From an optimization exercise on the open Yosys and OpenROAD flow, aimed at small area and a short achievable clock period; shortcuts taken in it are not production practice. In this exercise RTL edits were held to simulation tests only and were not proved equivalent to the original. Power is estimated from default activity; no workload was simulated.

### design/flow/run.sh
#!/bin/bash
# synth_recipe.tcl (not shown) runs the flow's synth.tcl, then flattens the netlist and writes it again
# the make line also repeats each setting of config.mk as NAME=value (left out here)
make -C /OpenROAD-flow-scripts/flow DESIGN_CONFIG=/design/flow/config.mk WORK_HOME=/design/flow/orfs CLKGATE_MAP_FILE= SYNTH_SCRIPT=/design/flow/synth_recipe.tcl finish
### design/flow/config.mk
export PLATFORM = sky130hd
export DESIGN_NAME = main
export DESIGN_NICKNAME = main
export VERILOG_FILES = /design/flow/design.v
export SDC_FILE = /design/flow/constraint.sdc
export NUM_CORES = 4
export LEC_CHECK = 0
export CAP_MARGIN = 20
export CORE_MARGIN = 2
export CORE_UTILIZATION = 40
export SLEW_MARGIN = 20
### design/flow/constraint.sdc
create_clock -name core_clock -period 6.5 [get_ports {CLK}]
set_input_delay 1.3000 -clock core_clock [delete_from_list [all_inputs] [get_ports {CLK}]]
set_output_delay 1.3000 -clock core_clock [all_outputs]
set_load 0.01 [all_outputs]
### design/flow/design.v
module reg_mux_1bit_sync (a,clk,reset,clken,b);
parameter regi = 1;
    input a;
    input clk,clken,reset;
    output reg b;
    reg a_reg;
    always @(*) begin
        if (regi) begin 
              b <= a_reg;
        end else begin
            b = a;
        end
    end
    always @(posedge clk) begin
        if (reset) begin
            a_reg <= 0;
        end else begin
             if (clken) begin
                   a_reg <= a;
                end  
        end
    end
endmodule
module reg_mux_8bit_sync (a,clk,reset,clken,b);
parameter regi = 1;
    input [7:0]a;
    input clk,clken,reset;
    output reg [7:0]b;
    reg [7:0]a_reg;
    always @(*) begin
        if (regi) begin 
              b <= a_reg;
        end else begin
            b = a;
        end
    end
    always @(posedge clk) begin
        if (reset) begin
            a_reg <= 0;
        end else begin
            if (clken) begin
                   a_reg <= a;
                end  
        end
    end
endmodule
module reg_mux_18bit_sync (a,clk,reset,clken,b);
parameter regi = 1;
    input [17:0]a;
    input clk,clken,reset;
    output reg [17:0]b;
    reg [17:0]a_reg;
    always @(*) begin
        if (regi) begin 
             b <= a_reg;
        end else begin
            b = a;
        end
    end
    always @(posedge clk) begin
        if (reset) begin
            a_reg <= 0;
        end else begin
            if (clken) begin
                   a_reg <= a;
                end  
        end
    end
endmodule
module reg_mux_36bit_sync (a,clk,reset,clken,b);
parameter regi = 1;
    input [35:0]a;
    input clk,clken,reset;
    output reg [35:0]b;
    reg [35:0]a_reg;
    always @(*) begin
        if (regi) begin 
             b <= a_reg;
        end else begin
            b = a;
        end
    end
    always @(posedge clk) begin
        if (reset) begin
            a_reg <= 0;
        end else begin
             if (clken) begin
                   a_reg <= a;
                end  
        end
    end
endmodule
module reg_mux_48bit_sync (a,clk,reset,clken,b);
parameter regi = 1;
    input [47:0]a;
    input clk,clken,reset;
    output reg [47:0]b;
    reg [47:0]a_reg;
    always @(*) begin
        if (regi) begin 
             b <= a_reg;
        end else begin
            b = a;
        end
    end
    always @(posedge clk) begin
        if (reset) begin
            a_reg <= 0;
        end else begin
             if (clken) begin
                   a_reg <= a;
                end  
        end
    end
endmodule
module reg_mux_1bit_Async (a,clk,reset,clken,b);
parameter regi = 1;
    input a;
    input clk,clken,reset;
    output reg b;
    reg a_reg;
    always @(*) begin
        if (regi) begin
            b <= a_reg;
        end else begin
            b = a;
        end
    end
    always @(posedge clk or posedge reset) begin
        if (reset) begin
            a_reg <= 0;
        end else begin
                if (clken) begin
                   a_reg <= a;
                end  
        end
    end
endmodule
module reg_mux_8bit_Async (a,clk,reset,clken,b);
parameter regi = 1;
    input [7:0]a;
    input clk,clken,reset;
    output reg [7:0]b;
    reg [7:0]a_reg;
    always @(*) begin
        if (regi) begin 
            b <= a_reg;
        end else begin
            b = a;
        end
    end
    always @(posedge clk or posedge reset) begin
        if (reset) begin
            a_reg <= 0;
        end else begin
             if (clken) begin
                   a_reg <= a;
                end  
        end
    end
endmodule
module reg_mux_18bit_Async (a,clk,reset,clken,b);
parameter regi = 1;
    input [17:0]a;
    input clk,clken,reset;
    output reg [17:0]b;
    reg [17:0]a_reg;
    always @(*) begin
        if (regi) begin 
            b <= a_reg;
        end else begin
            b = a;
        end
    end
    always @(posedge clk or posedge reset) begin
        if (reset) begin
            a_reg <= 0;
        end else begin
                if (clken) begin
                    a_reg <= a;
                end
        end
    end
endmodule
module reg_mux_36bit_Async (a,clk,reset,clken,b);
parameter regi = 1;
    input [35:0]a;
    input clk,clken,reset;
    output reg [35:0]b;
    reg [35:0]a_reg;
    always @(*) begin
        if (regi) begin 
             b <= a_reg;
        end else begin
            b = a;
        end
    end
    always @(posedge clk or posedge reset) begin
        if (reset) begin
            a_reg <= 0;
        end else begin
             if (clken) begin
                   a_reg <= a;
                end  
        end
    end
endmodule
module reg_mux_48bit_Async (a,clk,reset,clken,b);
parameter regi = 1;
    input [47:0]a;
    input clk,clken,reset;
    output reg [47:0]b;
    reg [47:0]a_reg;
    always @(*) begin
        if (regi) begin 
            b <= a_reg;
        end else begin
            b = a;
        end
    end
    always @(posedge clk or posedge reset) begin
        if (reset) begin
            a_reg <= 0;
        end else begin
             if (clken) begin
                   a_reg <= a;
                end  
        end
    end
endmodule
module multiplier (a,b,c);
    input [17:0]a,b;
    output [35:0]c;
    assign c = a * b;
endmodule
module per_adder_sub (a,b,operator,c);
    input [17:0]a,b;
    input operator;
    output reg [17:0]c;
    always @(*) begin
        if (operator) begin
            c = a - b;
        end else begin
            c = a + b;
        end
    end
endmodule
module post_adder_sub (a,b,operator,carryin,c,cout);
    input [47:0]a,b;
    input operator,carryin;
    output reg [47:0]c;
    output reg cout;
    always @(*) begin
        if (operator) begin
            {cout,c} = {1'b0,a} - ({1'b0,b} + carryin);
        end else begin
            {cout,c} = {1'b0,a} + {1'b0,b} + carryin;
        end
    end
endmodule
module main (A,B,C,D,CLK,CARRYIN,OPMODE,BCIN,RSTA,RSTB,RSTM,RSTP,RSTC,RSTD,RSTCARRYIN,RSTOPMODE,CEA,CEB,CEM,CEP,CEC,CED,CECARRYIN,CEOPMODE,PCIN,BCOUT,PCOUT,P,M,CARRYOUT,CARRYOUTF);
    parameter A0REG = 0;
    parameter B0REG = 0;
    parameter A1REG = 1;
    parameter B1REG = 1;
    parameter CREG = 1;
    parameter DREG = 1;
    parameter MREG = 1;
    parameter PREG = 1;
    parameter CARRYINREG = 1;
    parameter CARRYOUTREG = 1;
    parameter OPMODEREG = 1;
    parameter CARRYINSEL = "OPMODE5";
    parameter B_INPUT = "DIRECT";
    parameter RSTTYPE = "SYNC";
    input [47:0]C,PCIN;
    input [17:0] A,B,D,BCIN;
    input [7:0] OPMODE;
    input CLK,CARRYIN,RSTA,RSTB,RSTM,RSTP,RSTC,RSTD,RSTCARRYIN,RSTOPMODE,CEA,CEB,CEM,CEP,CEC,CED,CECARRYIN,CEOPMODE;
    output [47:0]PCOUT,P;
    output [35:0]M;
    output [17:0]BCOUT;
    output CARRYOUT,CARRYOUTF;
    wire [47:0]c_reg;
    reg [47:0]x_mux;
    reg [47:0]z_mux;
    wire [47:0]postadd_sub_out;
    wire [35:0]multiply_out;
    wire [17:0]b_bcin;
    wire [17:0]b0_preout;
    wire [17:0]a0_reg;
    wire [17:0]a1_reg;
    wire [17:0]b0_reg;
    wire [17:0]d_reg;
    wire [17:0]preadd_sub_out;
    wire [7:0]opmode_reg;
    wire cin_op5;
    wire cin_reg;
    wire cout_reg;
    generate
    if (RSTTYPE == "SYNC") begin
        reg_mux_18bit_sync #(A0REG) reg_mux_18bit_sync1 (A,CLK,RSTA,CEA,a0_reg );
        reg_mux_18bit_sync #(A1REG) reg_mux_18bit_sync2 (a0_reg,CLK,RSTA,CEA,a1_reg );
        reg_mux_18bit_sync #(B0REG) reg_mux_18bit_sync3 (b_bcin,CLK,RSTB,CEB,b0_reg );
        reg_mux_18bit_sync #(B1REG) reg_mux_18bit_sync4 (b0_preout,CLK,RSTB,CEB,BCOUT );
        reg_mux_48bit_sync #(CREG) reg_mux_48bit_sync1 (C,CLK,RSTC,CEC,c_reg );
        reg_mux_18bit_sync #(DREG) reg_mux_18bit_sync6 (D,CLK,RSTD,CED,d_reg );
        reg_mux_8bit_sync #(OPMODEREG) reg_mux_8bit_sync1 (OPMODE,CLK,RSTOPMODE,CEOPMODE,opmode_reg );
        reg_mux_36bit_sync #(MREG) reg_mux_36bit_sync1 (multiply_out,CLK,RSTM,CEM,M );
        reg_mux_1bit_sync #(CARRYINREG) reg_mux_1bit_sync1 (cin_op5,CLK,RSTCARRYIN,CECARRYIN,cin_reg );
        reg_mux_48bit_sync #(PREG) reg_mux_48bit_sync2 (postadd_sub_out,CLK,RSTP,CEP,PCOUT );
        reg_mux_1bit_sync #(CARRYOUTREG) reg_mux_1bit_sync2 (cout_reg,CLK,RSTCARRYIN,CECARRYIN,CARRYOUT );
    end else begin
        reg_mux_18bit_Async #(A0REG) reg_mux_18bit_Async7 (A,CLK,RSTA,CEA,a0_reg );
        reg_mux_18bit_Async #(A1REG) reg_mux_18bit_Async8 (a0_reg,CLK,RSTA,CEA,a1_reg );
        reg_mux_18bit_Async #(B0REG) reg_mux_18bit_Async9 (b_bcin,CLK,RSTB,CEB,b0_reg );
        reg_mux_18bit_Async #(B1REG) reg_mux_18bit_Async4 (b0_preout,CLK,RSTB,CEB,BCOUT );
        reg_mux_48bit_Async #(CREG) reg_mux_48bit_Async3 (C,CLK,RSTC,CEC,c_reg );
        reg_mux_18bit_Async #(DREG) reg_mux_18bit_Async12 (D,CLK,RSTD,CED,d_reg );
        reg_mux_8bit_Async #(OPMODEREG) reg_mux_8bit_Async2 (OPMODE,CLK,RSTOPMODE,CEOPMODE,opmode_reg );
        reg_mux_36bit_Async #(MREG) reg_mux_36bit_Async2 (multiply_out,CLK,RSTM,CEM,M ); 
        reg_mux_1bit_Async #(CARRYINREG) reg_mux_1bit_Async3 (cin_op5,CLK,RSTCARRYIN,CECARRYIN,cin_reg );
        reg_mux_48bit_Async #(PREG) reg_mux_48bit_Async4 (postadd_sub_out,CLK,RSTP,CEP,PCOUT );
        reg_mux_1bit_sync #(CARRYOUTREG) reg_mux_1bit_sync4 (cout_reg,CLK,RSTCARRYIN,CECARRYIN,CARRYOUT );
    end
endgenerate
    per_adder_sub per_adder_sub (d_reg,b0_reg,opmode_reg[6],preadd_sub_out);
    multiplier multiplier (BCOUT,a1_reg,multiply_out);
    post_adder_sub post_adder_sub (z_mux,x_mux,opmode_reg[7],cin_reg,postadd_sub_out,cout_reg);
    always @(*) begin
        case (opmode_reg[1:0])
            2'b11: x_mux = {d_reg[11:0],a1_reg[17:0],BCOUT[17:0]};
            2'b10: x_mux = PCOUT;
            2'b01: x_mux = M;
            2'b00: x_mux = 0;
        endcase
    end
    always @(*) begin
        case (opmode_reg[3:2])
            2'b11: z_mux = c_reg;
            2'b10: z_mux = PCOUT;
            2'b01: z_mux = PCIN;
            2'b00: z_mux = 0;
        endcase
    end
   assign b_bcin = (B_INPUT == "DIRECT")?B:(B_INPUT == "CASCADE")?BCIN:0;
   assign b0_preout = (opmode_reg[4])?preadd_sub_out:b0_reg;
   assign cin_op5 = (CARRYINSEL == "OPMODE5")?opmode_reg[5]:(CARRYINSEL == "CARRYIN")?CARRYIN:0;
   assign CARRYOUTF = CARRYOUT;
   assign P = PCOUT;
endmodule
Fig. 1: gate families picked out
Bar = 100 um.
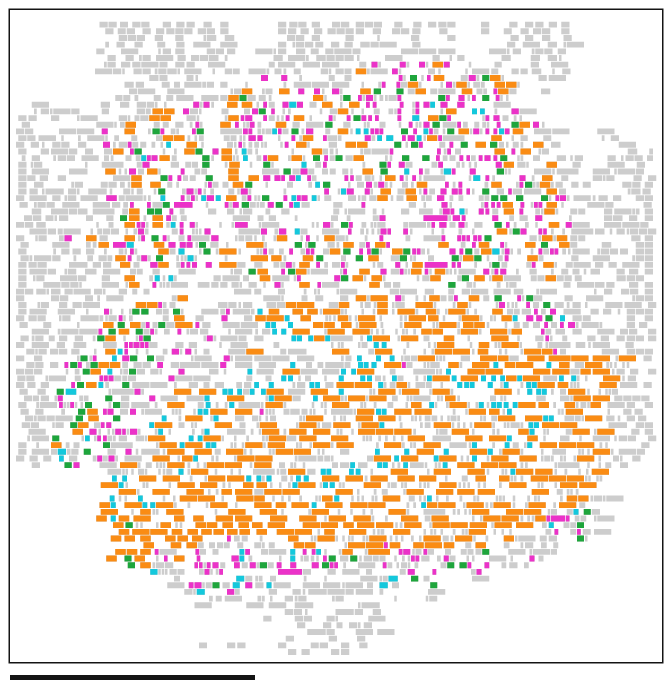
family	colour	cells	most used
adder and majority cells	orange	528	ha_1
inverting AOI/OAI gates	magenta	397	a21oi_1
XOR/XNOR gates	green	131	xnor2_1
AND and OR gates	cyan	201	and2_1
Non-Filler Instances: 4417
multi-input logic portion of the cell area: 63.98%
most common cell after layout, fill and taps aside: inv_1

Fig. 2: supply network
Bar = 100 um. Pins as bars on the die edge.
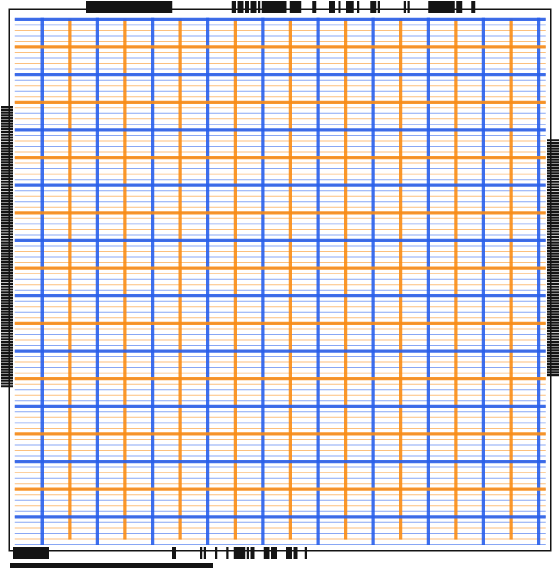
net	colour
VSS	blue
VDD	orange
met1 rails	96
met5 straps	19
rows	95
met4 straps	19
signal pins	346
Die H: 265.7 um
CORE AREA: 67510 sq um
die span in x: 265.7 um
Worst VDD drop: 0.1599 mV

==> results.toml <==
[run_status]
status = "no timing/DRC/antenna violations"

[drt]
first_pass_iters = 6
top_layer_used = "met4"
ant_nets = 0
drt_iter0_markers = 1823
wl_met3_um = 5974
wl_met2_um = 37930

[final_layout]
nFillCells = 6680
area_growth_pct = 19.18
regArea_sq_um = 3950
final_cell_mix = "420 x inv_1, 319 x clkdlybuf4s50_1, 292 x nand2_1"
num-nets-final = 4252
final_util_pct = 48.37

[synth]
netlist_top_cells_area = "fa_1 19%, dfxtp_1 14%, ha_1 12%"
yosysTopAreaCell = "fa_1"
ys_ff_latch = 196
synthXorXnorAreaFrac_pct = 4.187
synthTopCellsByCount = "420 x inv_1, 292 x nand2_1, 275 x nor2_1"
yosysMostFrequentCell = "inv_1"
yosys.area_share.simple_pct = 16.39
ys_warn_count = 9

[clock_tree]
htreeDepth = 4
insertion_delay_ps = 520
cts_max_path_buffers = 2
cts_tree = "done"

[setup_path]
cp-start-kind = "flip-flop"
r2r_start = "genblk1.reg_mux_18bit_sync4.a_reg[7]"
cp.arrival_ps = 6690
crit_path_max_fanout = 9

[global_route]
grt_pass1_vias = 23126
grt_overflow = 0
antenna_found_initial = 0
grt_start_max_net_pins = 51

[floorplanning]
die-area_sq_um = 70610

[power]
seqPwrFrac_pct = 26.4
power_frac_comb_pct = 52.2
powerDensity_nw_per_um2 = 171.8
clkPwrFrac_pct = 21.4

[timing]
finalCritPeriodShare_pct = 96.68
rsz0062_at_grt = "no"
worst_hold_slack_ps = 492.8
Fig. 3: IR drop over the die
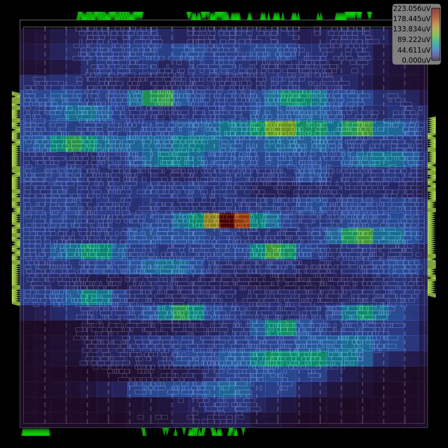
Final Power: 5.609 mW
internal power: 3.186 mW

-- final cells by class --
type	count	share of cell area, %
Sequential cell	196	12.10
Tap cell	873	3.345
Antenna cell	1	0.007663
Multi-Input combinational cell	2429	63.98
Timing Repair Buffer	466	13.83
Clock buffer	17	1.303
Inverter	420	4.828
Clock inverter	15	0.6054
-- through the flow --
step                cells  setup WS, ps  TNS, ps  instance area (sq um)  power, mW
CTS                  4416        0.2509        0                  32560      5.612
global placement     4384         59.41        0                  31930      4.365
global route         4416         45.41        0                  32650      5.995
detailed placement   4384        -39.95   -39.95                  31930      4.382
floorplan            3282         109.4        0                  27400      3.326
finish               4417         215.9        0                  32660      5.609
-- worst min path at each step --
| stage | depth (start not counted) | startpoint | slack, ps | to |
|---|---|---|---|---|
| after floorplan | 2 | genblk1.reg_mux_48bit_sync1.a_reg[0] | 450 | genblk1.reg_mux_48bit_sync1.a_reg[0] |
| after global placement | 2 | genblk1.reg_mux_48bit_sync1.a_reg[36] | 470 | genblk1.reg_mux_48bit_sync1.a_reg[36] |
| after detailed placement | 2 | genblk1.reg_mux_48bit_sync1.a_reg[46] | 480 | genblk1.reg_mux_48bit_sync1.a_reg[46] |
| after CTS | 2 | genblk1.reg_mux_36bit_sync1.a_reg[0] | 500 | genblk1.reg_mux_36bit_sync1.a_reg[0] |
| after global routing | 2 | genblk1.reg_mux_36bit_sync1.a_reg[0] | 520 | genblk1.reg_mux_36bit_sync1.a_reg[0] |
| final | 2 | genblk1.reg_mux_36bit_sync1.a_reg[0] | 490 | genblk1.reg_mux_36bit_sync1.a_reg[0] |
-- power groups by stage --
stage | sequential, mW | clock [mW] | combinational (mW)
2_1_floorplan | 1.43 | 0 | 1.89
3_3_place_gp | 1.50 | 0 | 2.86
3_5_place_dp | 1.51 | 0 | 2.88
4_1_cts | 1.48 | 1.24 | 2.90
5_1_grt | 1.49 | 1.27 | 3.24
6_report | 1.48 | 1.20 | 2.93
-- critical path: stages (launching register included) --
cell      delay, ps
dfxtp_1         330
buf_12          150
buf_4           140
and2_1          150
fa_1            530
inv_1            50
fa_1            450
fa_1            500
fa_1            540
inv_1            50
fa_1            520
fa_1            470
ha_4            310
nand2_1          60
o31ai_1         240
buf_4           190
a311o_1         260
a21oi_2         130
o21ai_2         190
a21boi_0        130
or4b_2          620
o311ai_0        120

separate check: timing with driven ports:
Ports are ideal in the flow. The routed layout listed here was re-timed in OpenROAD. Step 1 sets driving cells, clkbuf_16 on the clock port and buf_2 on the other inputs (assumed; they add their load-dependent delay and slew). Step 2 adds t to the input delays and takes it off the output delays; t is the mean of the earliest and latest rising clock arrival at the registers after step 1. Input paths then give back, and output paths get back, about the clock's delay inside the block. a / b / c = ideal / step 1 / step 2; a / b = the first two.
t (ns): 0.577
slack for setup (ns): 0.216 / 0.216 / 0.216
hold WS [ns]: 0.493 / 0.493 / 0.493
After both steps this run still meets setup and hold. The setup slack of this run moves by 0.000 ns with the drivers and by 0.000 ns with both steps.
